Context: an optimization exercise on an open-source flow, tuned for small area and a short achievable clock period. The choices shown serve that exercise and are no tape-out recipe. At most, simulation tests tie the RTL to the original design; equivalence was not proved. Not every run is shown, and edits may drop behaviour that the tests do not exercise. The RTL of runs 2 and 3 was laid out without a check of its function. Power figures rest on the tool's default switching activity, not on a simulated workload.

[design/flow/run.sh]
#!/bin/bash
# synth_recipe.tcl (not shown) runs the flow's synth.tcl, then flattens the netlist and writes it again
# the make line also repeats each setting of config.mk as NAME=value (left out here)
make -C /OpenROAD-flow-scripts/flow DESIGN_CONFIG=/design/flow/config.mk WORK_HOME=/design/flow/orfs CLKGATE_MAP_FILE= SYNTH_SCRIPT=/design/flow/synth_recipe.tcl finish
[design/flow/config.mk]
export PLATFORM = sky130hd
export DESIGN_NAME = RISC
export DESIGN_NICKNAME = RISC
export VERILOG_FILES = /design/flow/design.v
export SDC_FILE = /design/flow/constraint.sdc
export NUM_CORES = 4
export LEC_CHECK = 0
export CAP_MARGIN = 20
export CORE_MARGIN = 2
export CORE_UTILIZATION = 40
export SLEW_MARGIN = 20
[design/flow/design.v]
`timescale 1ns / 1ps
module decoder(
    input clk ,rst,
    output reg MRd,ld_pc,Inc_pc,ld_IR,Ld_acc,ALU_setup,Mwr
    );
	 reg [2:0]count;
	 always@ (posedge clk)
	 begin
	        if(rst)
              begin
				       count<=1'b0;
				       MRd<=1'b0; ld_pc<=1'b0; Inc_pc<=1'b0; ld_IR<=1'b0;
				       Ld_acc<=1'b0; ALU_setup<=1'b0; Mwr<=1'b0;
				  end 
	         else
               begin
                    count<=count+1'b1;
                       case (count)
							   3'b001 : begin MRd<=1'b1;
								               ld_pc<=1'b0;
													Inc_pc<=1'b0;
													ld_IR<=1'b0;
													Ld_acc<=1'b0;
													ALU_setup<=1'b0;
													Mwr<=1'b0;
							              end
								3'b010 : begin MRd<=1'b0;
								               ld_pc<=1'b1;
													Inc_pc<=1'b0;
													ld_IR<=1'b0;
													Ld_acc<=1'b0;
													ALU_setup<=1'b0;
													Mwr<=1'b0;
							              end			  
								3'b011 : begin MRd<=1'b0;
								               ld_pc<=1'b0;
													Inc_pc<=1'b1;
													ld_IR<=1'b0;
													Ld_acc<=1'b0;
													ALU_setup<=1'b0;
													Mwr<=1'b0;
							              end			 			  
								3'b100 : begin MRd<=1'b0;
								               ld_pc<=1'b0;
													Inc_pc<=1'b0;
													ld_IR<=1'b1;
													Ld_acc<=1'b0;
													ALU_setup<=1'b0;
													Mwr<=1'b0;
							              end			 			  
								3'b101 : begin MRd<=1'b0;
								               ld_pc<=1'b0;
													Inc_pc<=1'b0;
													ld_IR<=1'b0;
													Ld_acc<=1'b1;
													ALU_setup<=1'b0;
													Mwr<=1'b0;
							              end			 
                        3'b110 : begin MRd<=1'b0;
								               ld_pc<=1'b0;
													Inc_pc<=1'b0;
													ld_IR<=1'b0;
													Ld_acc<=1'b0;
													ALU_setup<=1'b1;
													Mwr<=1'b0;
							              end			 											  
                        3'b111 : begin MRd<=1'b0;
								               ld_pc<=1'b0;
													Inc_pc<=1'b0;
													ld_IR<=1'b0;
													Ld_acc<=1'b0;
													ALU_setup<=1'b0;
													Mwr<=1'b1;
							              end		
							endcase				  
               end 					
	 end
endmodule
`timescale 1ns / 1ps
module program_counter(
    input pclk,rst,ld_pc,inc_pc,
    output reg [4:0] adpc
    );
	always@ (posedge pclk)
	begin
	         if (rst && !ld_pc)
	        		adpc <= 5'b00000;
			      else
					  begin
					     if(inc_pc)
						    adpc<=adpc+1'b1;
						  else
						    adpc<=adpc;
				    end 
	end
endmodule
`timescale 1ns / 1ps
module instruction_register(
    input [15:0] mdat,
    input clk,ldir,rst,
    output reg [15:3] adir,
    output reg [2:0] opcode
    );
always @(posedge clk)
begin
if (rst)
begin
 adir <= 5'b00000;
 opcode <= 3'b000;
end
else if (!rst && ldir)
begin
 adir <= mdat[15:3];
 opcode <= mdat[2:0];
end
end
endmodule
`timescale 1ns / 1ps
module accumulator(
    input [31:0] alout,
	 input [31:0]A,
    input clk,ldac,rst,
	 input Asel,
    output reg [31:0] acout
    );
always@ (posedge clk)
begin
if (rst)
begin
	acout <= 32'd0;
end
else if (ldac  && !rst) 
begin
	acout <= Asel ? alout : A;
end
end
endmodule
`timescale 1ns / 1ps
module arithmetic_logic_unit(
    input start,
    input [31:0] acout,
	 input [31:0] B_in,
    input [2:0] opcode,
    input clk,rst,
    output reg [31:0]  alout
    );
	 reg [5:0]ad;
	 reg [5:0]temp;
	 always@(posedge clk)
	 begin
	           if (rst && !start )
				     begin
		           	alout <= 32'd0;
		           	temp <= 6'd0;
                   end 						
     	       else  
			   begin
				   case({opcode})
				     3'b000:  begin alout <= 32'b0; end
				     3'b001:  begin
					              temp <= B_in[0]+B_in[1]+B_in[2]+B_in[3]+B_in[4]+
									          B_in[5]+B_in[6]+B_in[7]+B_in[8]+B_in[9]+
												 B_in[10]+B_in[11]+B_in[12]+B_in[13]+B_in[14]+
												 B_in[15]+B_in[16]+B_in[17]+B_in[18]+B_in[19]+
												 B_in[20]+B_in[21]+B_in[22]+B_in[23]+B_in[24]+
												 B_in[25]+B_in[26]+B_in[27]+B_in[28]+B_in[29]+
												 B_in[30]+B_in[31];
                               case(temp)
                               6'd0  : alout<=32'h00000000;
										 6'd1  : alout<=32'h00000001;
										 6'd2  : alout<=32'h00000003;
										 6'd3  : alout<=32'h00000007;
										 6'd4  : alout<=32'h0000000f;
										 6'd5  : alout<=32'h0000001f;
										 6'd6  : alout<=32'h0000003f;
										 6'd7  : alout<=32'h0000007f;
										 6'd8  : alout<=32'h000000ff;
										 6'd9  : alout<=32'h000001ff;
										 6'd10 : alout<=32'h000003ff;
										 6'd11 : alout<=32'h000007ff;
										 6'd12 : alout<=32'h00000fff;
										 6'd13 : alout<=32'h00001fff;
										 6'd14 : alout<=32'h00003fff;
										 6'd15 : alout<=32'h00007fff;
										 6'd16 : alout<=32'h0000ffff;
										 6'd17 : alout<=32'h0001ffff;
										 6'd18 : alout<=32'h0003ffff;
										 6'd19 : alout<=32'h0007ffff;
										 6'd20 : alout<=32'h000fffff;
										 6'd21 : alout<=32'h001fffff;
										 6'd22 : alout<=32'h003fffff;
										 6'd23 : alout<=32'h007fffff;
										 6'd24 : alout<=32'h00ffffff;
										 6'd25 : alout<=32'h01ffffff;
										 6'd26 : alout<=32'h03ffffff;
										 6'd27 : alout<=32'h07ffffff;
										 6'd28 : alout<=32'h0fffffff;
										 6'd29 : alout<=32'h1fffffff;
										 6'd29 : alout<=32'h3fffffff;
										 6'd30 : alout<=32'h7fffffff;
										 6'd31 : alout<=32'hffffffff;
										  endcase										  
									end
				     3'b010: begin  alout <= acout + B_in; end
				     3'b011: begin  alout <= acout - B_in; end
				     3'b100: begin  alout <= acout | B_in; end
				     3'b101: begin  alout <= acout & B_in; end
				     3'b110: begin  alout <= acout ^ B_in; end
				     3'b111: begin alout <= alout; end   
					endcase
				end
end
endmodule
`timescale 1ns / 1ps
module memory(
    input [31:0] data,
    input [15:0] add,
    input mrd,mwr,rst,clk,
    output reg [31:0] mdata
    );
reg [31:0] mem [15:0];
always @(posedge clk)
begin
      if(rst)
		  begin
		  mdata<=32'd0;
		  end 
     else if(mwr)  
		    begin if (add < 16'd16) mem[add[3:0]]<=data; end
	  else if(mrd)  
	       mdata <= (add < 16'd16) ? mem[add[3:0]] : 32'd0;
end 
endmodule
`timescale 1ns / 1ps
module RISC ( input [31:0]A,B,input Asel,input [15:0]add ,input clk,rst, output [31:0]mdata, output [4:0] adpc
    );
wire [15:3] adir;
wire [2:0] opcode;
wire [31:0] acout;
wire  [31:0]  alout;
wire mrd,ld_pc,inc_pc,ld_IR,ldac,ALU_setup,mwr;
decoder                 d1 (clk ,rst,mrd,ld_pc,inc_pc,ld_IR,ldac,ALU_setup,mwr );
program_counter        d2(clk,rst,ld_pc,inc_pc, adpc); 
instruction_register   d3( add, clk,ld_IR,rst,adir, opcode);
accumulator            d4( alout,A,clk,ldac,rst,Asel,acout);
arithmetic_logic_unit  d5 (ALU_setup,acout,B, opcode, clk,rst,alout);
memory                 d6 (alout,add,mrd,mwr,rst,clk, mdata);
endmodule
[design/flow/constraint.sdc]
create_clock -name core_clock -period 6.0 [get_ports {clk}]
set_input_delay 1.2000 -clock core_clock [delete_from_list [all_inputs] [get_ports {clk}]]
set_output_delay 1.2000 -clock core_clock [all_outputs]
set_load 0.01 [all_outputs]
Figure 1. Cell outlines without signal wires (run 1).
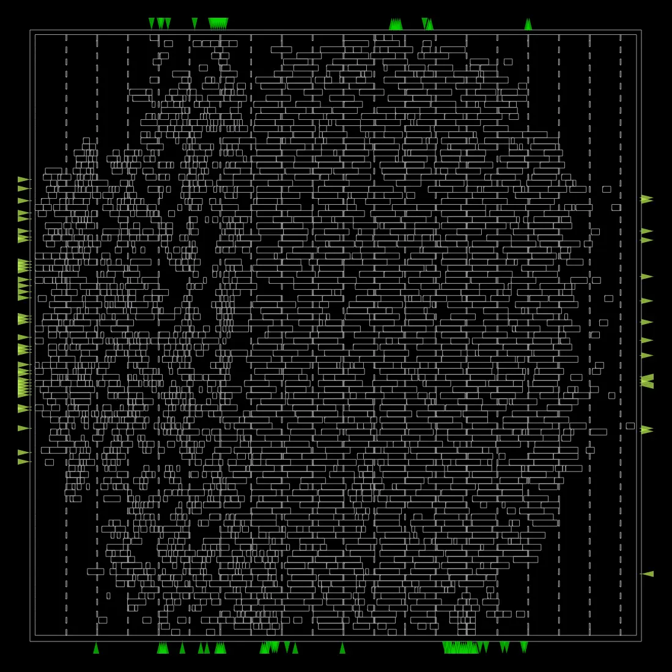
Seq Cell Count: 632
Well Taps: 959
sequential share of cell area: 52.06%
core area: 0.07259 mm^2
final core occ: 47.05%

Figure 2. Clock distribution (run 1).
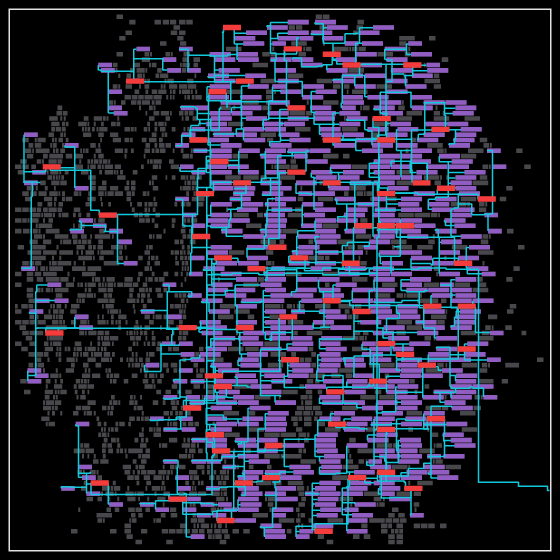
Purple shows flip-flops, count 632. Cyan shows clock wires, length 7610 um. Red shows cells driving clock nets, count 68.
There are 69 routed clock nets.

Figure 3. Metal 2 (run 1).
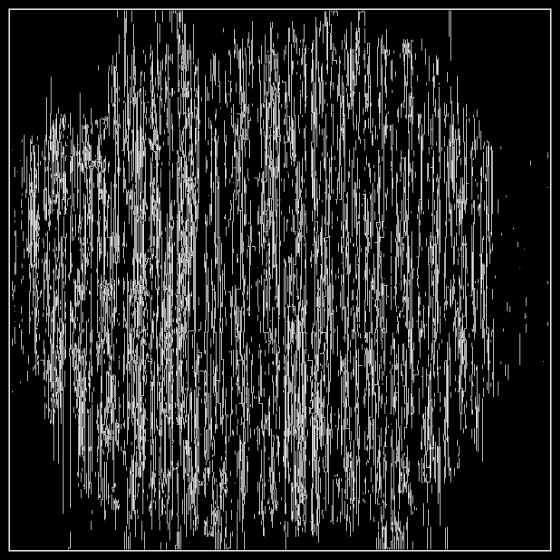
The wires run mostly vertical. The layer holds 51% of the routed length. 2014 nets have wire on it. The longest straight run is 97.6 um.

==> results_dict.tcl, run 1 <==
set metrics [dict create \
    cts_root_buf "clkbuf_16" \
    dp_slack_ns -0.4846 \
    ys_async_sr_fraction_pct 0 \
    fin_setup_tns_ns 0 \
    n_fill_cell 6386 \
    critPathLaunchType "primary input" \
    num_antenna_cells 0 \
    crit_arrival_ns 6.25 \
    ys_top_cells_by_area "edfxtp_1, mux4_2, dfxtp_1, ha_1, mux2i_1" \
    critical_path_class "in2reg" \
    fp.dieH_um 274.1 \
    cp_num_buf_inv 4 \
    drt-total-wl_um 76220 \
    cp.depth 18 \
    endpoint_kind "register" \
    critical_path.max_stage_delay_ns 0.53 \
    ff_latch_area_mm2 0.01778 \
    cp_common_cell "fa_1" \
    synthesis.area_mm2 0.02918 \
    numCtsBuffers 68 \
    crit_family "adder cells" \
    crit_path_start "B[0]" \
    reg2reg_depth 14 \
    worst-path-max-fanout 2 \
    die-area_mm2 0.07512 \
    powerDensity_mw_per_mm2 290.4 \
    synth.avg_cell_area_um2 14.43 \
    synth.largest_area_cell "edfxtp_1" \
    ys_types 67 \
    fin_nets 2411 \
    grt_max_degree 129 \
    hold_violations 0 \
    leakagePower_nw 11.53 \
    period_share_pct 96.26 \
    clkTransAtPathRegs_ns 0.06 \
    ios 120 \
    wl_per_cell_um 23.77 \
    seq_area_frac_synth_pct 60.93 \
    cap_violations 0 \
    grt_usage_pct 20.54 \
    outcome "finished clean" \
    drive_above_1_share_pct 17.58 \
    firstDrtPassIters 5 \
    finalClockSkew_ns 0.02729 \
]
==> run 1: layer usage <==
layer  routed length [um]  share of wire (%)  global-route usage [%]  vias to the layer above
met3                 3660                4.8                   2.645                       85
li1                     -                  -                       -                     8078
met4                 1404                1.8                   5.692                        0
met1                32610                 43                   26.89                     9047
met2                38550                 51                   35.89                      478
met5                    0                  0                       0                        -
==> run 1: how the worst min path moves through the flow <==
| stage | from | slack [ns] | end | cells past startpoint |
|---|---|---|---|---|
| final | d6.mdata[19] | 0.51 | d6.mdata[19] | 2 |
| after global routing | d1.MRd | 0.54 | d1.MRd | 1 |
| after CTS | d1.MRd | 0.51 | d1.MRd | 1 |
| after detailed placement | d1.MRd | 0.49 | d1.MRd | 1 |
| after global placement | d2.adpc[4] | 0.50 | d2.adpc[4] | 2 |
| after floorplan | d1.MRd | 0.47 | d1.MRd | 1 |
==> run 1: synth_stat cells, types with 15 or more instances <==
library cell / instances
a31oi_1: 17
mux2_2: 30
xnor2_1: 47
edfxtp_1: 512
nand2b_1: 16
nor2_1: 181
a211oi_1: 38
clkbuf_1: 78
dfxtp_1: 120
ha_1: 111
a21oi_1: 70
mux2i_1: 89
xor2_1: 15
o21ai_0: 78
buf_1: 23
nand2_1: 94
mux4_2: 130
a221oi_1: 35
inv_1: 119
fa_1: 25
==> run 1: final cells by class <==
type / instances / share of cell area, %
inverters: 119 / 1.308
well taps: 959 / 3.513
multi-input cells: 1163 / 31.27
flip-flops and latches: 632 / 52.06
repair buffers: 208 / 5.492
clock buffers: 87 / 5.459
clock inverters: 38 / 0.8976
==> run 1: repair_timing <==
action / 4_1_cts / 5_1_grt
endpoints found under the setup margin: 0 / 1
hold buffers: 0 / 0
setup buffers: 0 / 1
resized for setup: 0 / 3
==> run 1: registers in the layout, summed over array words and instances (netlist names), 3 cells and up <==
signal	count
d3.opcode	3
d5.temp	6
d1.count	3
d4.acout	32
d2.adpc	5
d6.mem	512
d5.alout	32
d6.mdata	32
==> run 1: stage by stage <==
| stage | power (mW) | hold slack, ns | instances |
|---|---|---|---|
| after global routing | 10.33 | 0.5424 | 3206 |
| after floorplan | 5.600 | 0.4717 | 2022 |
| final | 9.917 | 0.5056 | 3206 |
| after CTS | 10.00 | 0.5100 | 3205 |
| after global placement | 5.908 | 0.4959 | 3080 |
| after detailed placement | 5.936 | 0.4898 | 3080 |
==> run 1: tightest hold or removal path, delay by kind of cell (launching register included) <==
kind / cells / cell delay, ns
AND/OR/NAND/NOR: 1 / 0.07
flip-flops: 1 / 0.33
AO/OA/AOI/OAI: 1 / 0.07
==> run 1: logic make-up after synthesis <==
logic type      share of synthesized area, %
fa+ha+maj                              6.475
simple gates                           5.901
buf+inv                                2.950
xor+xnor                               1.861
mux                                    14.25
flops                                  60.93
compound gates                         7.638
==> run 1: power breakdown <==
group,switching [mW],internal (mW)
clock network,1.72,2.35
registers,0.0232,4.69
logic,0.583,0.555
==> run 1: cell usage in the layout, fill, tap and decap left out, drive strengths merged, types with 47 or more instances in the layout <==
cell / count
inv: 127
buf: 93
a21oi: 70
mux4: 130
clkdlybuf4s50: 114
o21ai: 79
clkbuf: 88
nor2: 181
edfxtp: 512
nand2: 95
ha: 111
mux2i: 89
xnor2: 47
dfxtp: 120
==> inputs of run 2 (changes only) <==
==> design/flow/design.v (replaced) <==
`timescale 1ns / 1ps
module RISC (input [31:0] A, B, input Asel, input [15:0] add, input clk, rst,
             output reg [31:0] mdata, output reg [4:0] adpc);
  reg [2:0] cnt;
  reg       armed;                       
  wire p0 = (cnt == 3'd0), p1 = (cnt == 3'd1), p2 = (cnt == 3'd2);
  wire p3 = (cnt == 3'd3), p4 = (cnt == 3'd4), p5 = (cnt == 3'd5);
  wire p6 = (cnt == 3'd6), p7 = (cnt == 3'd7);
  always @(posedge clk) begin
    if (rst) begin
      cnt   <= 3'd0;
      armed <= 1'b0;
    end else begin
      cnt <= cnt + 3'd1;
      if (p7) armed <= 1'b1;
    end
  end
  wire mwr = armed & (p0 | p1);
  always @(posedge clk) begin
    if (rst && !p3)  adpc <= 5'd0;
    else if (!rst && p4) adpc <= adpc + 5'd1;
  end
  reg [2:0] op;
  always @(posedge clk) begin
    if (rst)     op <= 3'd0;
    else if (p5) op <= add[2:0];
  end
  reg  [31:0] R;
  reg         arith;                     
  reg         cin;                       
  reg  [31:0] acc;
  reg  [4:0]  tlo, thi;                  
  wire [31:0] sum = acc + R + {31'd0, cin};
  wire [31:0] V   = arith ? sum : R;     
  wire [5:0] T = {1'b0, tlo} + {1'b0, thi};
  wire [5:0] Tq = (T >= 6'd30) ? T + 6'd1 : T;
  reg  [31:0] therm;
  integer i;
  always @* begin
    for (i = 0; i < 32; i = i + 1) therm[i] = (Tq > i);
  end
  wire alu_en = !rst || p7;
  always @(posedge clk) begin
    if (!alu_en) begin
      R <= 32'd0; arith <= 1'b0; cin <= 1'b0;
      tlo <= 5'd0; thi <= 5'd0;
    end else begin
      arith <= (op == 3'b010) || (op == 3'b011);
      cin   <= (op == 3'b011);
      case (op)
        3'b000: R <= 32'd0;
        3'b001: begin
          tlo <= $countones(B[15:0]);
          thi <= $countones(B[31:16]);
          R   <= (T == 6'd32) ? V : therm;
        end
        3'b010: R <= B;
        3'b011: R <= ~B;
        3'b100: R <= acc | B;
        3'b101: R <= acc & B;
        3'b110: R <= acc ^ B;
        3'b111: R <= V;
      endcase
    end
  end
  always @(posedge clk) begin
    if (rst)     acc <= 32'd0;
    else if (p6) acc <= Asel ? V : A;
  end
  reg [31:0] mem [0:15];
  wire inr = (add[15:4] == 12'd0);
  always @(posedge clk) begin
    if (!rst && mwr && inr) mem[add[3:0]] <= V;
  end
  always @(posedge clk) begin
    if (rst)     mdata <= 32'd0;
    else if (p2) mdata <= inr ? mem[add[3:0]] : 32'd0;
  end
endmodule
Figure 4. Metal 2 (run 2).
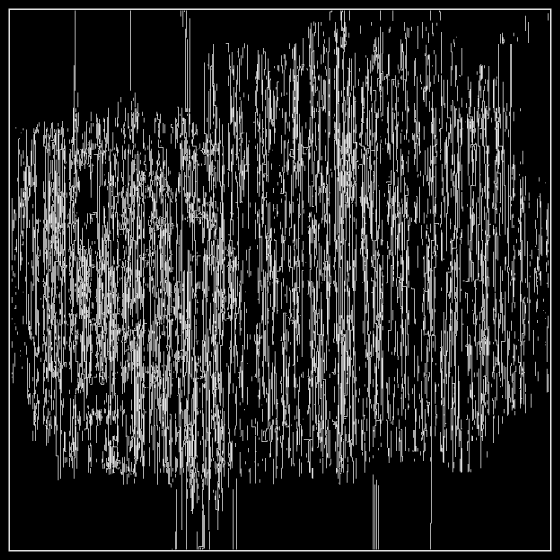
The longest straight run is 102 um. 2086 nets have wire on it. The wires run mostly vertical. The layer holds 48% of the routed length.

Figure 5. Clock distribution (run 2).
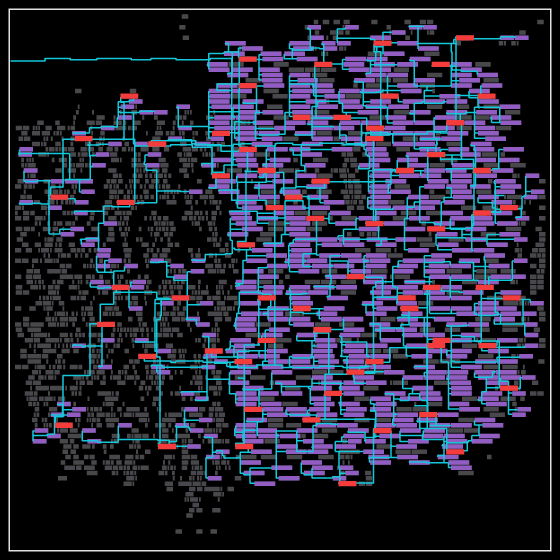
Cyan shows clock wires, length 7670 um. Purple shows flip-flops, count 632. Red shows cells driving clock nets, count 66.
There are 67 routed clock nets.

Figure 6. Where the registers sit (run 2).
Bar = 100 um.
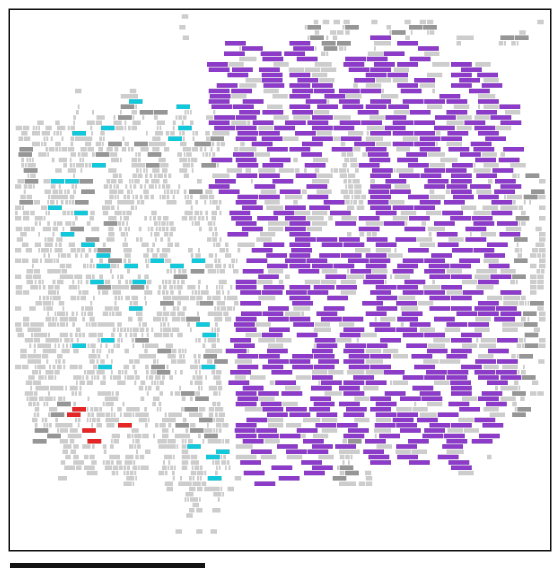
Red shows tlo, flops 5, where south-west. Cyan shows acc, flops 32. Purple shows mem, flops 512.
sequential share of cell area: 51.71%
Seq. cell area: 0.01778 mm^2
Power Sequential: 4.68 mW
final core occ: 46.43%

Figure 7. Cell outlines without signal wires (run 2).
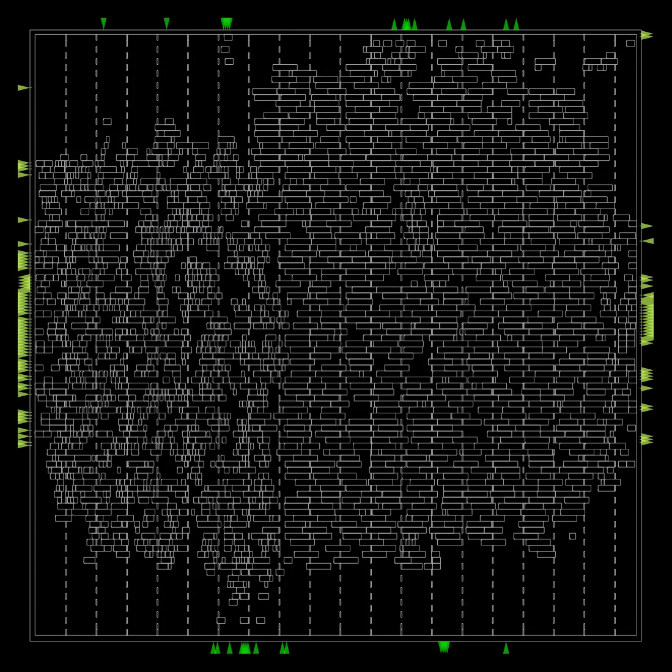
fillcell total: 6487
FP Rows: 100
Finished Layout Cells: 3238
core area: 0.07407 mm^2
Well Taps: 969

==> run 2 against run 1 <==
Worst hold slack got worse by 0.035 ns. Largest cell class unchanged. Register-to-register slack improved by 0.12 ns. First-iteration DRC count grew 59%. Routed wire length up 5.6%. Power shrank 4.8%. Still clean on timing, DRC and antenna. Synthesized area up 2.0%. Critical path type unchanged. Fmax is 28% higher.
==> results_dict.tcl, run 2 <==
set metrics [dict create \
    p_seq_share_pct 49.6 \
    wl_per_cell_um 24.85 \
    powerDensity_mw_per_mm2 274.5 \
    outcome "finished clean" \
    ys_async_sr_fraction_pct 0 \
    p_int_mw 7.347 \
    ios 120 \
    worst-path-max-fanout 4 \
    drt-total-wl_um 80450 \
    layout_common_cells "edfxtp_1, mux4_2, nor2_1" \
    finalClockSkew_ns 0.03248 \
    critPathLaunchType "primary input" \
    endpoint_kind "register" \
    reg2reg_depth 12 \
    numCtsBuffers 66 \
    period_share_pct 75.32 \
    yosysMostFrequentCell "edfxtp_1" \
    switching_share_pct 22.16 \
    cap_violations 0 \
    clkTransAtPathRegs_ns 0.05 \
    power_mw 9.439 \
    grt_usage_pct 20.98 \
    cp.depth 16 \
    cp_num_buf_inv 6 \
    crit_family "adder cells" \
    min_from "thi[0]" \
    largest_register_ffs 512 \
    synth_commonest_cells "edfxtp_1, mux4_2, nor2_1, inv_1, nand2_1" \
    firstDrtPassIters 6 \
    drive_above_1_share_pct 16.32 \
    grt_max_degree 78 \
    hold_violations 0 \
    ys_top_cells_by_area "edfxtp_1, mux4_2, dfxtp_1, ha_1, nor2_1" \
    ys_types 82 \
    cts_root_buf "clkbuf_16" \
    synthesis.area_mm2 0.02976 \
    min_path_cells 2 \
    fin_setup_tns_ns 0 \
    synth.avg_cell_area_um2 14.20 \
    clkPwrFrac_pct 43.2 \
    leakagePower_nw 11.97 \
    synth.largest_area_cell "edfxtp_1" \
]
[run 2: cell type report]
type	count	area share, %
diodes	2	0.01455
clock buffers	80	5.108
clock inverters	39	1.088
inverters	132	1.441
multi-input cells	1216	32.57
flip-flops and latches	632	51.71
well taps	969	3.526
repair buffers	168	4.544
[run 2: cells by family after synthesis]
logic type,Yosys count,synth area share (%)
AND/OR/NAND/NOR,423,6.429
adder cells (fa/ha/maj),142,6.551
buffers and inverters,247,3.137
flip-flops,632,59.74
XOR/XNOR,63,1.930
multiplexers,197,13.50
AO/OA/AOI/OAI,391,8.713
[run 2: worst max-delay path by stage]
stage | start | to | slack (ns)
CTS | B[16] | thi[2] | 1.46
global route | B[16] | thi[2] | 1.28
finish | B[16] | thi[2] | 1.48
floorplan | add[2] | mem[12][0] | 0.99
detailed placement | B[16] | thi[2] | 0.85
global placement | B[16] | thi[2] | 0.90
[run 2: power by group through the flow]
stage	sequential, mW	clock (mW)	combinational (mW)
2_1_floorplan	4.77	0	0.454
3_3_place_gp	4.78	0	0.663
3_5_place_dp	4.78	0	0.679
4_1_cts	4.68	4.14	0.682
5_1_grt	4.68	4.32	0.747
6_report	4.68	4.08	0.673
[run 2: metal layers]
layer | global-route usage, % | wire [um] | vias to the layer above
met5 | 0 | 12 | -
met4 | 6.299 | 2311 | 2
met3 | 3.054 | 4889 | 144
met2 | 34.98 | 38890 | 741
met1 | 28.59 | 34350 | 9605
li1 | - | - | 8280
[run 2: tightest hold or removal path, cell delays in order (launching register included)]
cell and delay, ns:
dfxtp_1 0.31, nand2_1 0.06, a21oi_1 0.06
[run 2: per-stage QoR]
step / setup slack (ns) / hold WS [ns]
4_1_cts: 1.456 / 0.4732
3_3_place_gp: 0.9031 / 0.4465
2_1_floorplan: 0.9868 / 0.4320
5_1_grt: 1.277 / 0.5033
6_report: 1.481 / 0.4705
3_5_place_dp: 0.8450 / 0.4664
==> inputs of run 3 (changes only) <==
--- a/design/flow/design.v
+++ b/design/flow/design.v
@@ -26,36 +26,59 @@
     else if (p5) op <= add[2:0];
   end
   reg  [31:0] R;
-  reg         arith;                     
-  reg         cin;                       
+  reg         arith, c16, thm;
   reg  [31:0] acc;
-  reg  [4:0]  tlo, thi;                  
-  wire [31:0] sum = acc + R + {31'd0, cin};
-  wire [31:0] V   = arith ? sum : R;     
-  wire [5:0] T = {1'b0, tlo} + {1'b0, thi};
-  wire [5:0] Tq = (T >= 6'd30) ? T + 6'd1 : T;
+  reg  [15:0] tq;
+  reg         tfull;
+  wire [15:0] sum_hi = acc[31:16] + R[31:16] + {15'd0, c16};
+  wire [5:0] Tr = R[5:0];
   reg  [31:0] therm;
   integer i;
   always @* begin
-    for (i = 0; i < 32; i = i + 1) therm[i] = (Tq > i);
+    for (i = 0; i < 29; i = i + 1) therm[i] = (Tr > i);
+    therm[29] = (Tr >= 6'd30);
+    therm[30] = (Tr >= 6'd30);
+    therm[31] = (Tr >= 6'd31);
   end
+  wire [31:0] V = thm   ? therm :
+                  arith ? {sum_hi, R[15:0]} : R;
+  function [2:0] pop4(input [3:0] b);
+    reg x, y, a, c;
+    begin
+      x = b[0] ^ b[1]; y = b[2] ^ b[3];
+      a = b[0] & b[1]; c = b[2] & b[3];
+      pop4 = {a & c, (a | c | (x & y)) & ~(a & c), x ^ y};
+    end
+  endfunction
+  wire [15:0] tn;
+  genvar g;
+  generate
+    for (g = 0; g < 4; g = g + 1) begin : pc
+      assign tn[4*g +: 4] = {1'b0, pop4(B[8*g +: 4])} + {1'b0, pop4(B[8*g+4 +: 4])};
+    end
+  endgenerate
+  wire [5:0] T = ({2'd0, tq[3:0]} + {2'd0, tq[7:4]}) + ({2'd0, tq[11:8]} + {2'd0, tq[15:12]});
+  wire        sub = op[0];
+  wire [31:0] Bx  = B ^ {32{sub}};
+  wire [17:0] lo2 = {acc[15:0], 1'b1} + {Bx[15:0], sub};
+  wire [16:0] lo  = lo2[17:1];
   wire alu_en = !rst || p7;
   always @(posedge clk) begin
     if (!alu_en) begin
-      R <= 32'd0; arith <= 1'b0; cin <= 1'b0;
-      tlo <= 5'd0; thi <= 5'd0;
+      R <= 32'd0; arith <= 1'b0; c16 <= 1'b0; thm <= 1'b0;
+      tq <= 16'd0; tfull <= 1'b0;
     end else begin
       arith <= (op == 3'b010) || (op == 3'b011);
-      cin   <= (op == 3'b011);
+      thm   <= (op == 3'b001) && !tfull;
+      c16   <= lo[16];
       case (op)
         3'b000: R <= 32'd0;
         3'b001: begin
-          tlo <= $countones(B[15:0]);
-          thi <= $countones(B[31:16]);
-          R   <= (T == 6'd32) ? V : therm;
+          tq    <= tn;
+          tfull <= &B;
+          R <= tfull ? V : {26'd0, T};
         end
-        3'b010: R <= B;
-        3'b011: R <= ~B;
+        3'b010, 3'b011: R <= {Bx[31:16], lo[15:0]};
         3'b100: R <= acc | B;
         3'b101: R <= acc & B;
         3'b110: R <= acc ^ B;
@@ -69,11 +92,24 @@
   end
   reg [31:0] mem [0:15];
   wire inr = (add[15:4] == 12'd0);
+  wire [15:0] sel;
+  genvar w;
+  generate
+    for (w = 0; w < 16; w = w + 1) begin : ws
+      assign sel[w] = inr && (add[3:0] == w);
+    end
+  endgenerate
   always @(posedge clk) begin
     if (!rst && mwr && inr) mem[add[3:0]] <= V;
   end
+  reg [31:0] rd;
+  integer k;
+  always @* begin
+    rd = 32'd0;
+    for (k = 0; k < 16; k = k + 1) rd = rd | (mem[k] & {32{sel[k]}});
+  end
   always @(posedge clk) begin
     if (rst)     mdata <= 32'd0;
-    else if (p2) mdata <= inr ? mem[add[3:0]] : 32'd0;
+    else if (p2) mdata <= rd;
   end
 endmodule
--- a/design/flow/config.mk
+++ b/design/flow/config.mk
@@ -8,4 +8,5 @@
 export CAP_MARGIN = 20
 export CORE_MARGIN = 2
 export CORE_UTILIZATION = 40
+export SETUP_SLACK_MARGIN = 3.0
 export SLEW_MARGIN = 20
Figure 8. Clock distribution (run 3).
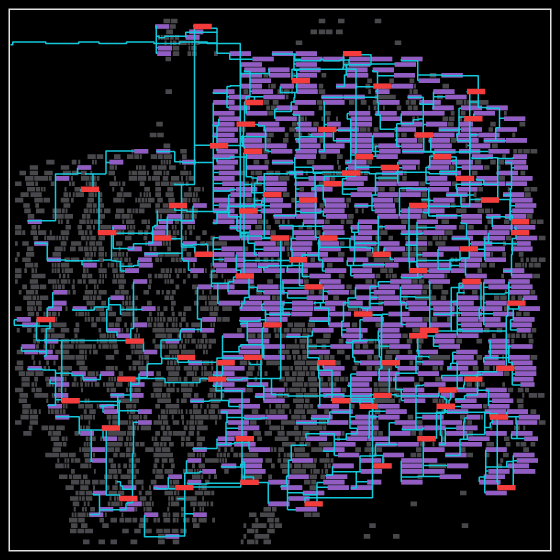
clock-net power: 4.52 mW
worst skew pair latency: 0.62 ns
clock power share: 46.0%
clock skew: 0.02907 ns

Figure 9. Cell outlines without signal wires (run 3).
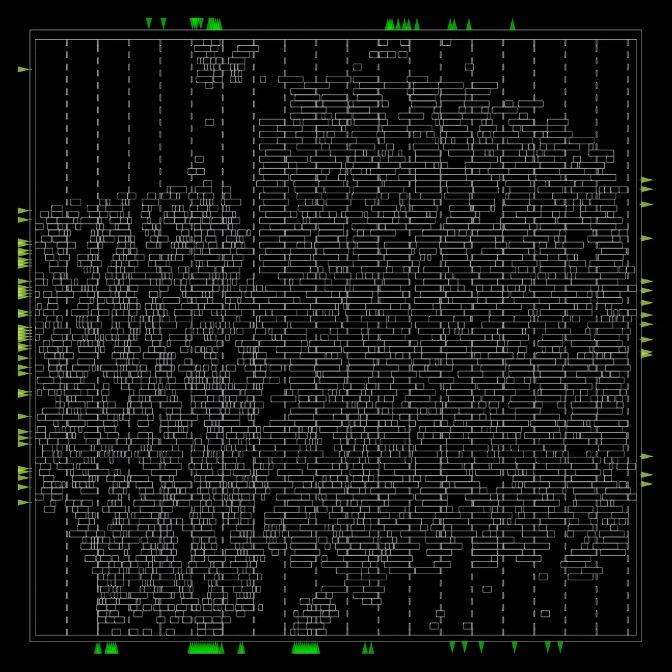
Well Taps: 940
sequential share of cell area: 51.18%
Seq Cell Count: 640

Figure 10. Metal 2 (run 3).
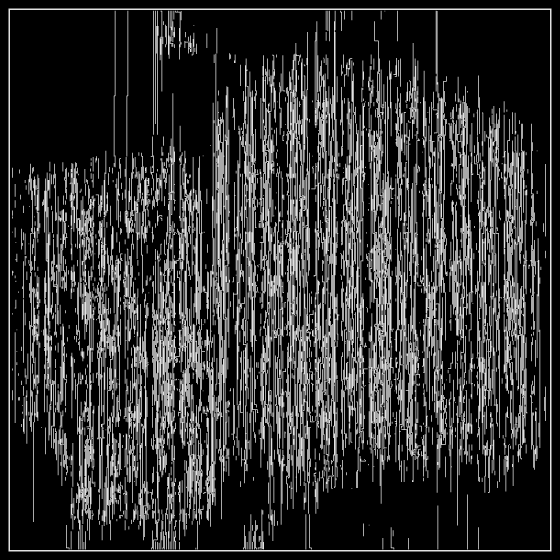
The layer holds 49% of the routed length. The longest straight run is 112 um. The wires run mostly vertical. The layer carries 44.9 mm of wire.

Figure 11. Ports around the boundary (run 3).
Pins as bars across the die edge, other pins in gray.
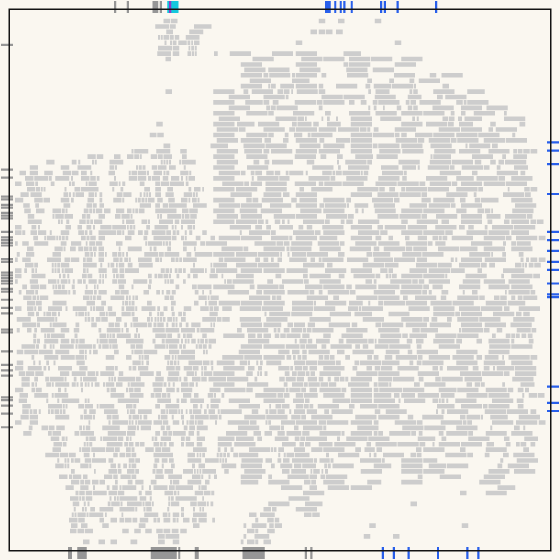
Blue shows mdata, pins 32, direction output, edge 15 east, 11 north, 6 south. Purple shows rst, pins 1, direction input, edge north. Cyan shows adpc, pins 5, direction output, edge north.
All pins by edge: 44 south, 38 west, 23 north, 15 east.

==> run 3 against run 2 <==
Clock skew fell by 0.0034 ns. Combinational power fell by 24%. Largest cell class unchanged. Sequential cell count rose by 8. Via count rose by 7.1%. Critical path type is now reg2reg. Power rose by 4.0%. Non-clock buffer count rose by 108. Largest power group unchanged. Clock power rose by 11%. Sequential share of layout area fell by 0.53 points. Die area fell by 4.3%.
==> results_dict.tcl, run 3 <==
set metrics [dict create \
    portBuffers 119 \
    grt_pass1_vias 19900 \
    grt_max_degree 51 \
    wl_per_cell_um 26.96 \
    ios 120 \
    synth.avg_cell_area_um2 12.93 \
    cts_tree "built" \
    die-area_mm2 0.07330 \
    layout_common_cells "edfxtp_1, nor2_1, ha_1" \
    leakagePower_nw 12.98 \
    num_antenna_cells 0 \
    largest_register_ffs 512 \
    drtIter0Drc 2078 \
    num_rows 97 \
    powerDensity_mw_per_mm2 279.9 \
    critPathLaunchType "register" \
    ys_async_sr_fraction_pct 0 \
    fin_nets 2665 \
    drcViolationCount 0 \
    endpoint_kind "register" \
    worst-path-max-fanout 16 \
    hold_violations 0 \
    cp_num_buf_inv 1 \
    start_util_pct 40.50 \
    via_per_inst 5.883 \
    cts_root_buf "clkbuf_16" \
    period_share_pct 55.17 \
    yosysMostFrequentCell "edfxtp_1" \
    fin_setup_tns_ns 0 \
    cp_common_cell "fa_2" \
    ys_types 68 \
    fp.dieH_um 270.7 \
    cts.sink_count 640 \
    drive_above_1_share_pct 17.27 \
    dp_slack_ns 1.406 \
    synth_top_area_share_pct 54.02 \
    slew_viol_final 0 \
    synth.largest_area_cell "edfxtp_1" \
    crit_family "compound AO/OA/AOI/OAI gates" \
    gr-total-overflow 0 \
    clkTransAtPathRegs_ns 0.06 \
    clockBufferDepth 3 \
    grt_usage_pct 24.69 \
    firstDrtPassIters 8 \
    seq_area_frac_synth_pct 63.02 \
    cap_violations 0 \
    synthesis.area_mm2 0.02846 \
    synth_commonest_cells "edfxtp_1, nor2_1, ha_1, dfxtp_1, a21oi_1" \
    outcome "finished clean" \
    ys_top_cells_by_area "edfxtp_1, dfxtp_1, ha_1, a22oi_1, nor2_1" \
    core_area_mm2 0.07027 \
    numCtsBuffers 71 \
    critical_path_class "reg2reg" \
    drt-total-wl_um 92140 \
    fin_ws_ns 2.690 \
    syn-num-nets 2442 \
]
[run 3: cell count changes after synthesis, sizes merged, moves of 21 or more]
cell    change
nor2       +32
a221oi     +53
a22oi      +51
a22o       +58
a211oi     +22
inv        -38
a222oi     +24
mux4      -162
mux2i      +21
nor3       +32
ha         +24
[run 3: path summary, 6_finish.rpt]
kind / start / to / slack [ns] / cells past startpoint
setup / recovery: R[16] / mem[11][30] / 2.69 / 11
hold / removal: tq[12] / tq[12] / 0.46 / 2
setup reg to reg: R[16] / mem[11][30] / 2.69 / 11
hold reg to reg: tq[12] / tq[12] / 0.46 / 2
[run 3: timing repair]
item                       CTS  global route
gates resized for setup    142            90
setup buffers               64            16
cloned                       6             1
setup endpoints to repair  654           331
hold endpoints to repair     0             0
pin swaps                   45            61
[run 3: metal layers]
metal | global-route usage, % | vias up | share of wire (%) | wire, um
li1 | - | 8908 | - | -
met1 | 31.39 | 10130 | 39 | 36220
met2 | 41.40 | 895 | 49 | 44870
met3 | 4.961 | 179 | 8.1 | 7455
met4 | 9.727 | 0 | 3.9 | 3595
met5 | 0 | - | 0 | 0
[run 3: kinds of logic (layout without fill, tap and decap cells)]
family	count (synthesis)	in the layout	share of synthesized area, %
DFF	640	640	63.02
AOI/OAI and AO/OA	587	587	14.96
muxes	50	50	1.794
buffers and inverters	221	495	3.091
adders and majority gates	157	157	7.271
xor gates and xnor gates	63	63	1.939
and+or+nand+nor	484	486	7.926
[run 3: area by class of cell]
class | count | area [um^2]
well taps | 940 | 1176
inverters | 93 | 349.1
flip-flops and latches | 640 | 17950
clock inverters | 42 | 551.8
clock buffers | 84 | 1876
repair buffers | 276 | 2784
fillers | 5911 | 35210
multi-input cells | 1343 | 10380
[run 3: power breakdown]
part           internal, mW  switching [mW]  total, mW
Clock                  2.69            1.83       4.52
Combinational         0.219           0.292      0.511
Sequential             4.76          0.0292       4.78
Total                  7.67            2.15       9.82
[run 3: worst min-delay path, cell delays in order, from the launching register on]
cell and delay [ns]:
dfxtp_1 0.31, nand2_1 0.05, a21oi_1 0.05
[run 3: metrics by stage]
step,hold slack (ns),util [%],power [mW],area [um^2],cells
finish,0.4613,49.90,9.815,35060,3418
global route,0.4894,49.90,10.09,35060,3418
CTS,0.4629,49.34,9.858,34670,3401
detailed placement,0.4558,44.46,5.372,31240,3205
global placement,0.4440,44.46,5.354,31240,3205
floorplan,0.4332,-,5.128,28850,2202
==> inputs of run 4 (changes only) <==
--- a/design/flow/design.v
+++ b/design/flow/design.v
@@ -30,7 +30,8 @@
   reg  [31:0] acc;
   reg  [15:0] tq;
   reg         tfull;
-  wire [15:0] sum_hi = acc[31:16] + R[31:16] + {15'd0, c16};
+  wire [16:0] hi2    = {acc[31:16], 1'b1} + {R[31:16], c16};
+  wire [15:0] sum_hi = hi2[16:1];
   wire [5:0] Tr = R[5:0];
   reg  [31:0] therm;
   integer i;
Figure 12. Cell outlines without signal wires (run 4).
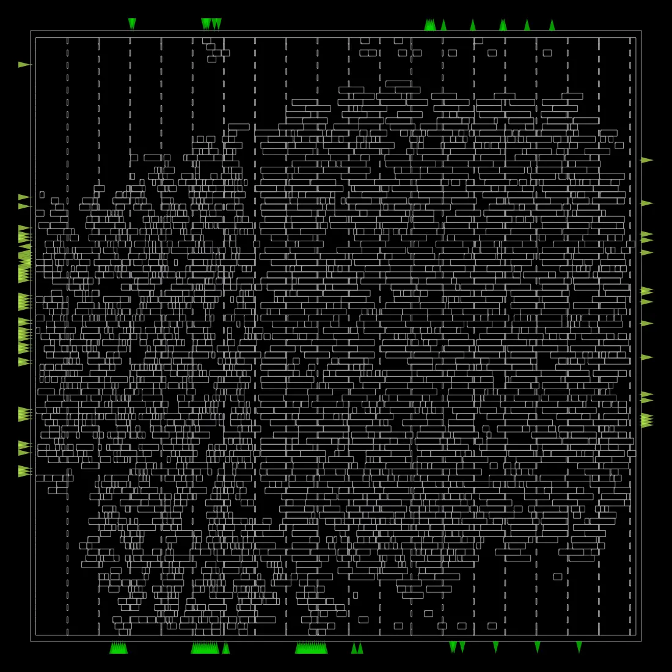
fillcell total: 5988
sequential share of cell area: 52.02%
final core occ: 49.36%
FP Rows: 97
core area: 0.06991 mm^2

Figure 13. Metal 2 (run 4).
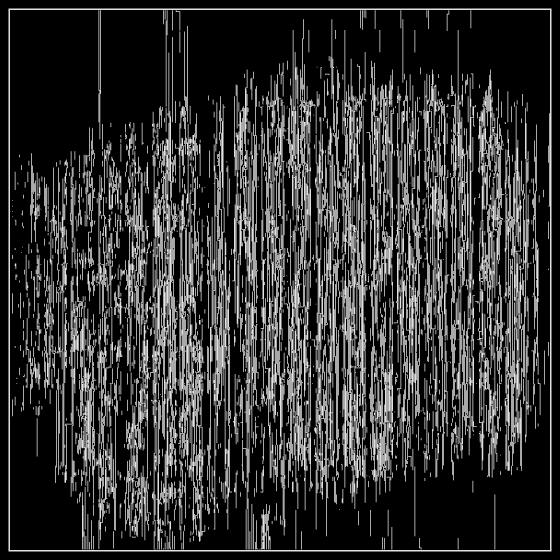
The layer carries 44.1 mm of wire. The longest straight run is 94.9 um. The wires run mostly vertical. The layer holds 49% of the routed length.

Figure 14. Where the registers sit (run 4).
Bar = 100 um.
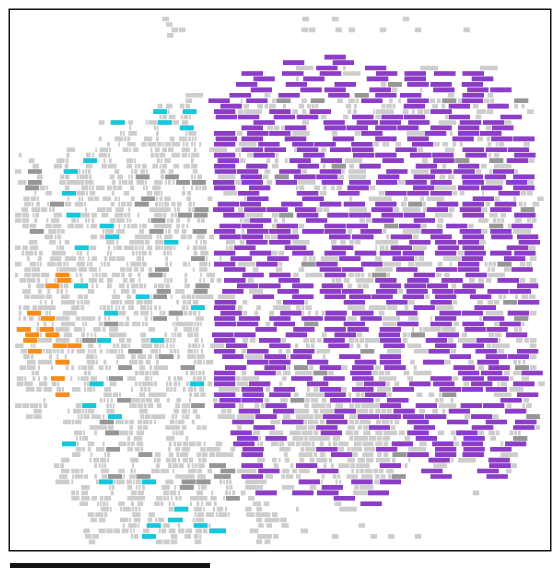
Purple shows mem, flops 512. Orange shows tq, flops 16, where west. Cyan shows acc, flops 32, where a column on the left.

Figure 15. Clock distribution (run 4).
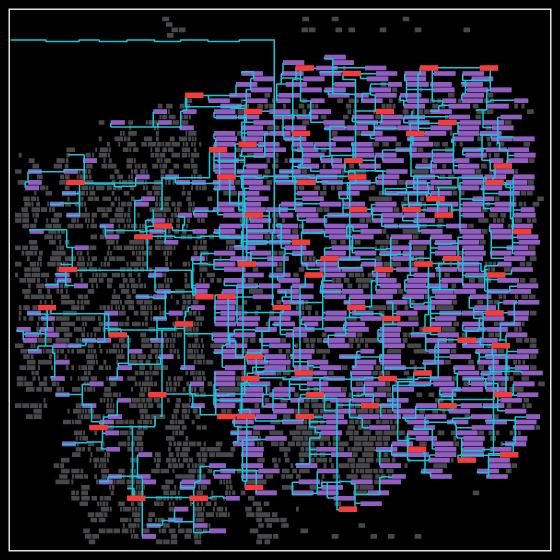
Cyan shows clock wires, length 7890 um. Red shows cells driving clock nets, count 69. Purple shows flip-flops, count 640.
There are 70 routed clock nets.

==> run 4 against run 3 <==
Largest power group unchanged. Critical path depth unchanged. Critical endpoint is now mdata[18]. Combinational power down 8.6%. Highest routed layer is now met5. First-iteration DRC count up 8.0%. Still clean on timing, DRC and antenna. Global-route usage down 0.65 points. Clock skew down 0.0061 ns. Setup slack better by 0.33 ns.
==> results_dict.tcl, run 4 <==
set metrics [dict create \
    outcome "finished clean" \
    r2r_end "R[26]" \
    synth_compound_area_share_pct 15.82 \
    gr-total-overflow 0 \
    ys_async_sr_fraction_pct 0 \
    grt_usage_pct 24.04 \
    numCtsBuffers 69 \
    worst-path-max-fanout 8 \
    seq_area_frac_synth_pct 63.52 \
    synthMuxAreaShare_pct 1.546 \
    wl_per_cell_um 26.85 \
    cap_violations 0 \
    reg2reg_depth 10 \
    synth_top_family_by_area "compound AO/OA/AOI/OAI gates" \
    min_from "armed" \
    crit_path_start "add[1]" \
    fp.dieH_um 269.7 \
    num_antenna_cells 0 \
    min_path_cells 2 \
    synthesis.area_mm2 0.02824 \
    via_per_inst 5.945 \
    cts_tree "built" \
    synth_commonest_cells "edfxtp_1, nor2_1, ha_1, dfxtp_1, a21oi_1" \
    reg2reg_slack_ns 3.08 \
    placed_area_mm2 0.03111 \
    slew_viol_final 0 \
    fin_ws_ns 3.024 \
    fin_area_mm2 0.03451 \
    drcViolationCount 0 \
    r2r-start "R[16]" \
    drive_above_1_share_pct 15.17 \
    period_share_pct 49.60 \
    grt_max_degree 48 \
    critPathLaunchType "primary input" \
    die-area_mm2 0.07274 \
    synth.largest_area_cell "edfxtp_1" \
    grt_pass1_vias 19490 \
    clk_latency_ns 0.63 \
    firstDrtPassIters 9 \
    ios 120 \
    cts_root_buf "clkbuf_16" \
    finalClockSkew_ns 0.02297 \
    powerDensity_mw_per_mm2 275.5 \
    fin_setup_tns_ns 0 \
    yosysMostFrequentCell "edfxtp_1" \
    start_util_pct 40.39 \
    ys_top_cells_by_area "edfxtp_1, dfxtp_1, ha_1, a221oi_1, a22o_1" \
    endpoint_kind "register" \
    syn-num-nets 2414 \
    synth_xor_area_share_pct 1.861 \
]
run 4: what timing repair did:
item,in CTS,in global routing
setup endpoints to repair,624,359
buffers inserted,45,22
cloned,2,5
pin swaps,35,35
resized for setup,81,55
run 4: worst max-delay path: stages:
cell and delay (ns):
clkdlybuf4s50_1 0.58, nand3_4 0.22, buf_6 0.12, buf_4 0.13, nor2_4 0.06, buf_12 0.16
clkbuf_16 0.18, a22o_1 0.19, a221oi_1 0.25, nand3_1 0.15, o221a_2 0.26
run 4: cell type report:
cell class                      instances  area (um^2)  area share, %
Clock inverter                         38        359.1          1.041
Inverter                               97        380.4          1.102
Tap cell                              940         1176          3.408
Sequential cell                       640        17950          52.02
Timing Repair Buffer                  263         2770          8.027
Clock buffer                           87         1897          5.497
Multi-Input combinational cell       1307         9975          28.90
run 4: layer usage:
layer	global-route usage, %	wire length (um)	vias to the layer above
li1	-	-	8837
met1	31.78	36630	10180
met2	40.85	44080	879
met3	4.159	7315	143
met4	6.462	2501	2
met5	0	13	-
run 4: power breakdown:
group | leakage [nW] | total [mW] | switching (mW) | internal, mW
clock | 1.12 | 4.26 | 1.82 | 2.44
sequential | 5.96 | 4.78 | 0.0297 | 4.75
combinational | 5.53 | 0.467 | 0.263 | 0.204
total | 12.6 | 9.51 | 2.11 | 7.40
run 4: metrics by stage:
| stage | hold WS [ns] | total power [mW] |
|---|---|---|
| after global placement | 0.4460 | 5.330 |
| final | 0.4711 | 9.508 |
| after global routing | 0.4988 | 9.770 |
| after floorplan | 0.4332 | 5.108 |
| after detailed placement | 0.4596 | 5.342 |
| after CTS | 0.4732 | 9.549 |
run 4: worst max path at each step:
stage / cells past startpoint / end / slack, ns
6_report: 11 / mdata[18] / 3.02
5_1_grt: 10 / R[26] / 2.96
4_1_cts: 9 / mem[11][23] / 2.98
3_5_place_dp: 10 / mdata[12] / 1.36
3_3_place_gp: 10 / mdata[12] / 1.45
2_1_floorplan: 4 / mem[12][0] / 2.58
run 4: cells by family (layout without fill, tap and decap cells):
logic type | Yosys count | after routing
compound gates | 630 | 630
flops | 640 | 640
mux | 43 | 43
simple gates | 418 | 418
buf+inv | 228 | 485
fa+ha+maj | 156 | 156
xor+xnor | 60 | 60
==> inputs of run 5 (changes only) <==
--- a/design/flow/design.v
+++ b/design/flow/design.v
@@ -64,27 +64,43 @@
   wire [17:0] lo2 = {acc[15:0], 1'b1} + {Bx[15:0], sub};
   wire [16:0] lo  = lo2[17:1];
   wire alu_en = !rst || p7;
+  reg [3:0] tt;
+  always @* begin
+    case (op)
+      3'b010:  tt = 4'b1100;
+      3'b011:  tt = 4'b0011;
+      3'b100:  tt = 4'b1110;
+      3'b101:  tt = 4'b1000;
+      3'b110:  tt = 4'b0110;
+      default: tt = 4'b0000;
+    endcase
+  end
+  wire [3:0] tte  = tt & {4{alu_en}};
+  wire hold  = alu_en && ((op == 3'b111) || (op == 3'b001 && tfull));
+  wire ldlo  = alu_en && (op == 3'b010 || op == 3'b011);
+  wire ldT   = alu_en && (op == 3'b001) && !tfull;
+  reg [31:0] Rn;
+  integer j;
+  always @* begin
+    for (j = 0; j < 32; j = j + 1)
+      Rn[j] = tte[{B[j], acc[j]}];
+    if (ldlo) Rn[15:0] = lo[15:0];
+    if (ldT)  Rn[5:0]  = T;
+    if (hold) Rn = V;
+  end
   always @(posedge clk) begin
+    R <= Rn;
     if (!alu_en) begin
-      R <= 32'd0; arith <= 1'b0; c16 <= 1'b0; thm <= 1'b0;
+      arith <= 1'b0; c16 <= 1'b0; thm <= 1'b0;
       tq <= 16'd0; tfull <= 1'b0;
     end else begin
       arith <= (op == 3'b010) || (op == 3'b011);
       thm   <= (op == 3'b001) && !tfull;
       c16   <= lo[16];
-      case (op)
-        3'b000: R <= 32'd0;
-        3'b001: begin
-          tq    <= tn;
-          tfull <= &B;
-          R <= tfull ? V : {26'd0, T};
-        end
-        3'b010, 3'b011: R <= {Bx[31:16], lo[15:0]};
-        3'b100: R <= acc | B;
-        3'b101: R <= acc & B;
-        3'b110: R <= acc ^ B;
-        3'b111: R <= V;
-      endcase
+      if (op == 3'b001) begin
+        tq    <= tn;
+        tfull <= &B;
+      end
     end
   end
   always @(posedge clk) begin
--- a/design/flow/config.mk
+++ b/design/flow/config.mk
@@ -8,5 +8,8 @@
 export CAP_MARGIN = 20
 export CORE_MARGIN = 2
 export CORE_UTILIZATION = 40
-export SETUP_SLACK_MARGIN = 3.0
+export CTS_BUF_LIST = sky130_fd_sc_hd__clkbuf_16
+export CTS_CLUSTER_DIAMETER = 60
+export CTS_CLUSTER_SIZE = 30
+export SETUP_SLACK_MARGIN = 3.2
 export SLEW_MARGIN = 20
Figure 16. Metal 2 (run 5).
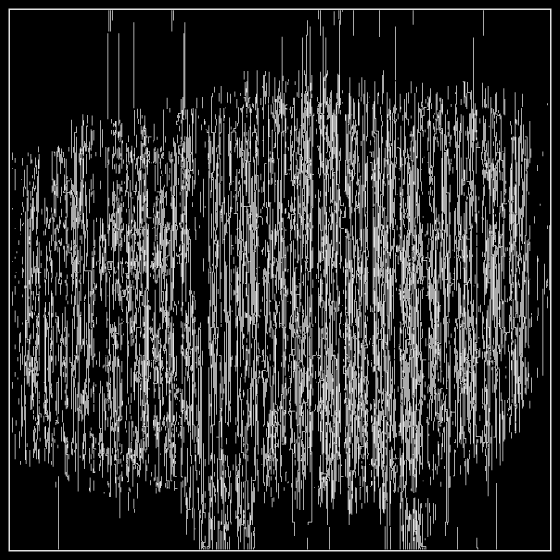
2044 nets have wire on it. The layer carries 43.8 mm of wire. The layer holds 48% of the routed length. The wires run mostly vertical.
via count: 20000
WL final: 92120 um
met2 Resource Use GR: 42.21%

Figure 17. Clock distribution (run 5).
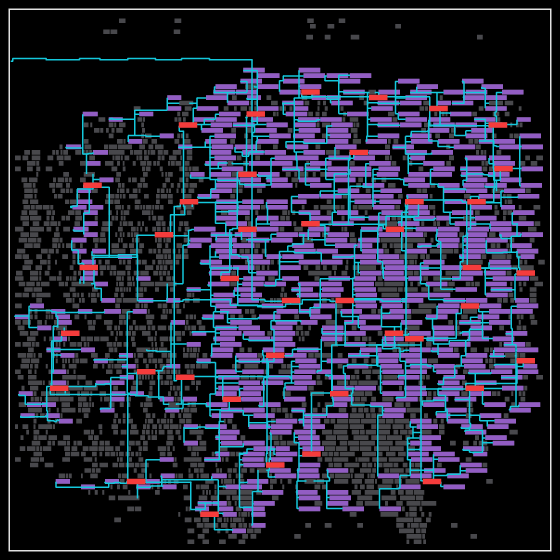
Cyan shows clock wires, length 6950 um. Red shows cells driving clock nets, count 40. Purple shows flip-flops, count 640.
There are 41 routed clock nets.
clock power share: 38.4%
clock-net power: 3.30 mW
clock skew: 0.03301 ns

Figure 18. Where the registers sit (run 5).
Bar = 100 um.
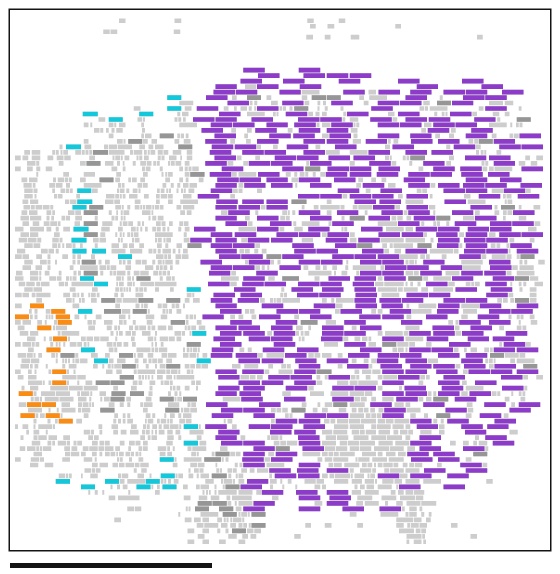
Orange shows tq, flops 16. Purple shows mem, flops 512. Cyan shows acc, flops 32, where a column on the left.
Another 80 sequential cells are not colored.

Figure 19. Cell outlines without signal wires (run 5).
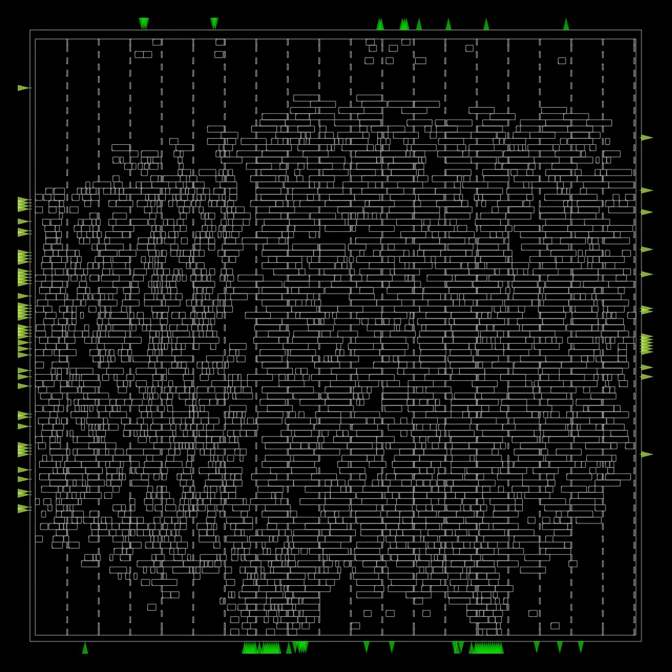
Finished Layout Cells: 3303
core area: 0.06871 mm^2
sequential share of cell area: 52.50%

==> run 5 against run 4 <==
Still clean on timing, DRC and antenna. Critical path depth is 2 lower. Utilization is 0.46 points higher. Design area is 0.80% lower. Fmax is 7.4% higher. Die area is 1.4% lower. Count of clock-buffer cells in the layout is 47 lower.
==> results_dict.tcl, run 5 <==
set metrics [dict create \
    drcViolationCount 0 \
    portBuffers 119 \
    num_antenna_cells 0 \
    power_mw 8.591 \
    min_path_cells 1 \
    cts_root_buf "clkbuf_16" \
    reg2reg_slack_ns 3.23 \
    antenna_found_initial 2 \
    min_from "cnt[0]" \
    grt_pass1_vias 19200 \
    ir_drop_mv 0.2134 \
    ios 120 \
    yosysWarnings 1 \
    synth_edf_count 512 \
    via_per_inst 6.055 \
    hold_violations 0 \
    cts_tree "built" \
    period_share_pct 46.18 \
    critPathLaunchType "register" \
    reg2reg_depth 9 \
    numCtsBuffers 40 \
    drive_above_1_share_pct 17.66 \
    synth_flop_cell "edfxtp_1" \
    ys_async_sr_fraction_pct 0 \
    grt_max_degree 77 \
    ys_types 73 \
    crit_arrival_ns 3.14 \
    hold_path.class "reg2reg" \
    die_width_um 267.8 \
    r2r_end "mem[14][31]" \
    relSlewSlack_pct 36.46 \
    synthesis.area_mm2 0.02784 \
    gr-total-overflow 0 \
    endpoint_kind "register" \
    grt_pass1_wl_um 131900 \
    fin_nets 2516 \
    final_common_cell "edfxtp_1" \
    htree_levels 2 \
    ys_top_cells_by_area "edfxtp_1, dfxtp_1, a22oi_1, ha_1, a21oi_1" \
    ys_ff_latch 640 \
    cp.required_ns 6.37 \
    fp.dieH_um 267.8 \
    synth_commonest_cells "edfxtp_1, a21oi_1, a22oi_1, dfxtp_1, nor2_1" \
    powerDensity_mw_per_mm2 251.0 \
    hpwl_um 49460 \
    layout_common_cells "edfxtp_1, a21oi_1, a22oi_1" \
    syn-num-nets 2299 \
    yosysMostFrequentCell "edfxtp_1" \
    drtIter0Drc 2167 \
    worst_hold_path.endpoint "cnt[0]" \
    outcome "finished clean" \
    fmax_ghz 0.3609 \
    synth.largest_area_cell "edfxtp_1" \
    seq_area_frac_synth_pct 64.43 \
    grt_usage_pct 25.24 \
    clk_latency_ns 0.62 \
    finalSetupViolCount 0 \
    wl_per_cell_um 27.89 \
    fin_setup_tns_ns 0 \
    slew_viol_final 0 \
    num_rows 96 \
    r2r-start "acc[17]" \
    synth.avg_cell_area_um2 13.11 \
    die-area_mm2 0.07172 \
    worst-path-max-fanout 16 \
    start_util_pct 40.52 \
    clkTransAtPathRegs_ns 0.10 \
    worst_pin_slew_ns 0.9531 \
    layout-area-overhead-vs-synth_pct 22.96 \
    cts.sink_count 640 \
    firstDrtPassIters 6 \
    postRouteAntennaNets 0 \
    cap_violations 0 \
]
[run 5: repair_timing]
item | CTS | global route
buffers inserted | 67 | 26
endpoints found under the setup margin | 736 | 496
hold buffers | 0 | 0
gates cloned | 15 | 5
pin swaps | 39 | 62
resized for setup | 217 | 96
[run 5: cell type report]
type,count,area [um^2]
fillers,5931,34470
flip-flops and latches,640,17970
multi-input cells,1317,9816
repair buffers,309,3580
well taps,931,1165
clock buffers,40,1001
clock inverters,34,558.0
inverters,31,135.1
repair inverters,1,5.005
[run 5: cells by family (layout without fill, tap and decap cells)]
logic type	Yosys count	after routing	share of synthesized area [%]
buffers and inverters	166	415	2.467
xor gates and xnor gates	51	51	1.605
DFF	640	640	64.43
and+or+nand+nor	456	456	8.863
AOI/OAI and AO/OA	655	655	15.84
muxes	62	62	2.261
adders and majority gates	93	93	4.530
[run 5: per-layer routing]
metal,track usage (%),up-vias,share of wire [%]
li1,-,8804,-
met1,33.90,10070,40
met2,42.21,939,48
met3,3.400,184,8.2
met4,8.697,0,4.0
met5,0,-,0
[run 5: where the power goes]
group	leakage [nW]	switching [mW]	internal, mW	total [mW]
sequential	5.82	0.0308	4.76	4.80
clock	0.746	1.84	1.45	3.30
combinational	5.82	0.287	0.212	0.499
total	12.4	2.16	6.43	8.59
[run 5: worst max path at each step]
stage	slack, ns	from	cells past startpoint	to
floorplan	2.42	add[5]	4	mem[15][0]
global placement	1.58	add[9]	8	mdata[2]
detailed placement	1.49	add[9]	9	mdata[8]
CTS	3.18	rst	6	mem[5][19]
global route	3.16	add[6]	15	mdata[1]
finish	3.23	acc[17]	9	mem[14][31]
[run 5: stage by stage]
step	utilization (%)	worst slack (ns)	cell area [um^2]	hold WS, ns	cells
3_5_place_dp	44.52	1.494	30590	0.4475	3116
4_1_cts	49.05	3.177	33700	0.4684	3272
3_3_place_gp	44.52	1.578	30590	0.4334	3116
2_1_floorplan	-	2.416	28220	0.4178	2123
5_1_grt	49.82	3.158	34230	0.5049	3303
6_report	49.82	3.229	34230	0.4655	3303
[run 5: worst max-delay path, stage by stage, from the launching register on]
cell and delay, ns:
dfxtp_2 0.35, ha_1 0.33, nor2b_2 0.19, o31a_1 0.30, o211a_1 0.26, o211ai_1 0.38
a211oi_2 0.11, nor4_4 0.36, nor2_4 0.08, buf_12 0.16

==> separate check: timing with driven ports <==
The results above use ideal ports. As a check the final layouts listed here were re-extracted and re-timed, cells and wires unchanged. Step 1: set_driving_cell puts a clkbuf_16 on clk and a buf_2 on each other input, an assumption about the parent block. Step 2 moves the port delays by t, midway between the first and last clock arrival at a register: inputs arrive t later, outputs are due t later. That takes back most of the time a late clock gives input paths. a / b / c = ideal / step 1 / step 2; a / b = the first two.
| run | t, ns | setup slack, ns | worst setup path at the end | clock arrival spread, ns |
|---|---|---|---|---|
| run 1 | 0.661 | 0.225 / 0.264 / -0.397 | input to register | 0.032 / 0.032 |
| run 2 | 0.647 | 1.481 / 1.513 / 0.866 | input to register | 0.034 / 0.034 |
| run 3 | 0.667 | 2.690 / 2.690 / 2.395 | input to register | 0.030 / 0.030 |
| run 4 | 0.679 | 3.024 / 3.057 / 2.377 | input to register | 0.023 / 0.023 |
| run 5 | 0.669 | 3.229 / 3.175 / 2.600 | input to register | 0.037 / 0.037 |
Met with ideal ports but missed after step 2: setup timing in run 1. The setup slack of run 4, which loses most, moves by +0.033 ns with the drivers and by -0.647 ns with both steps.
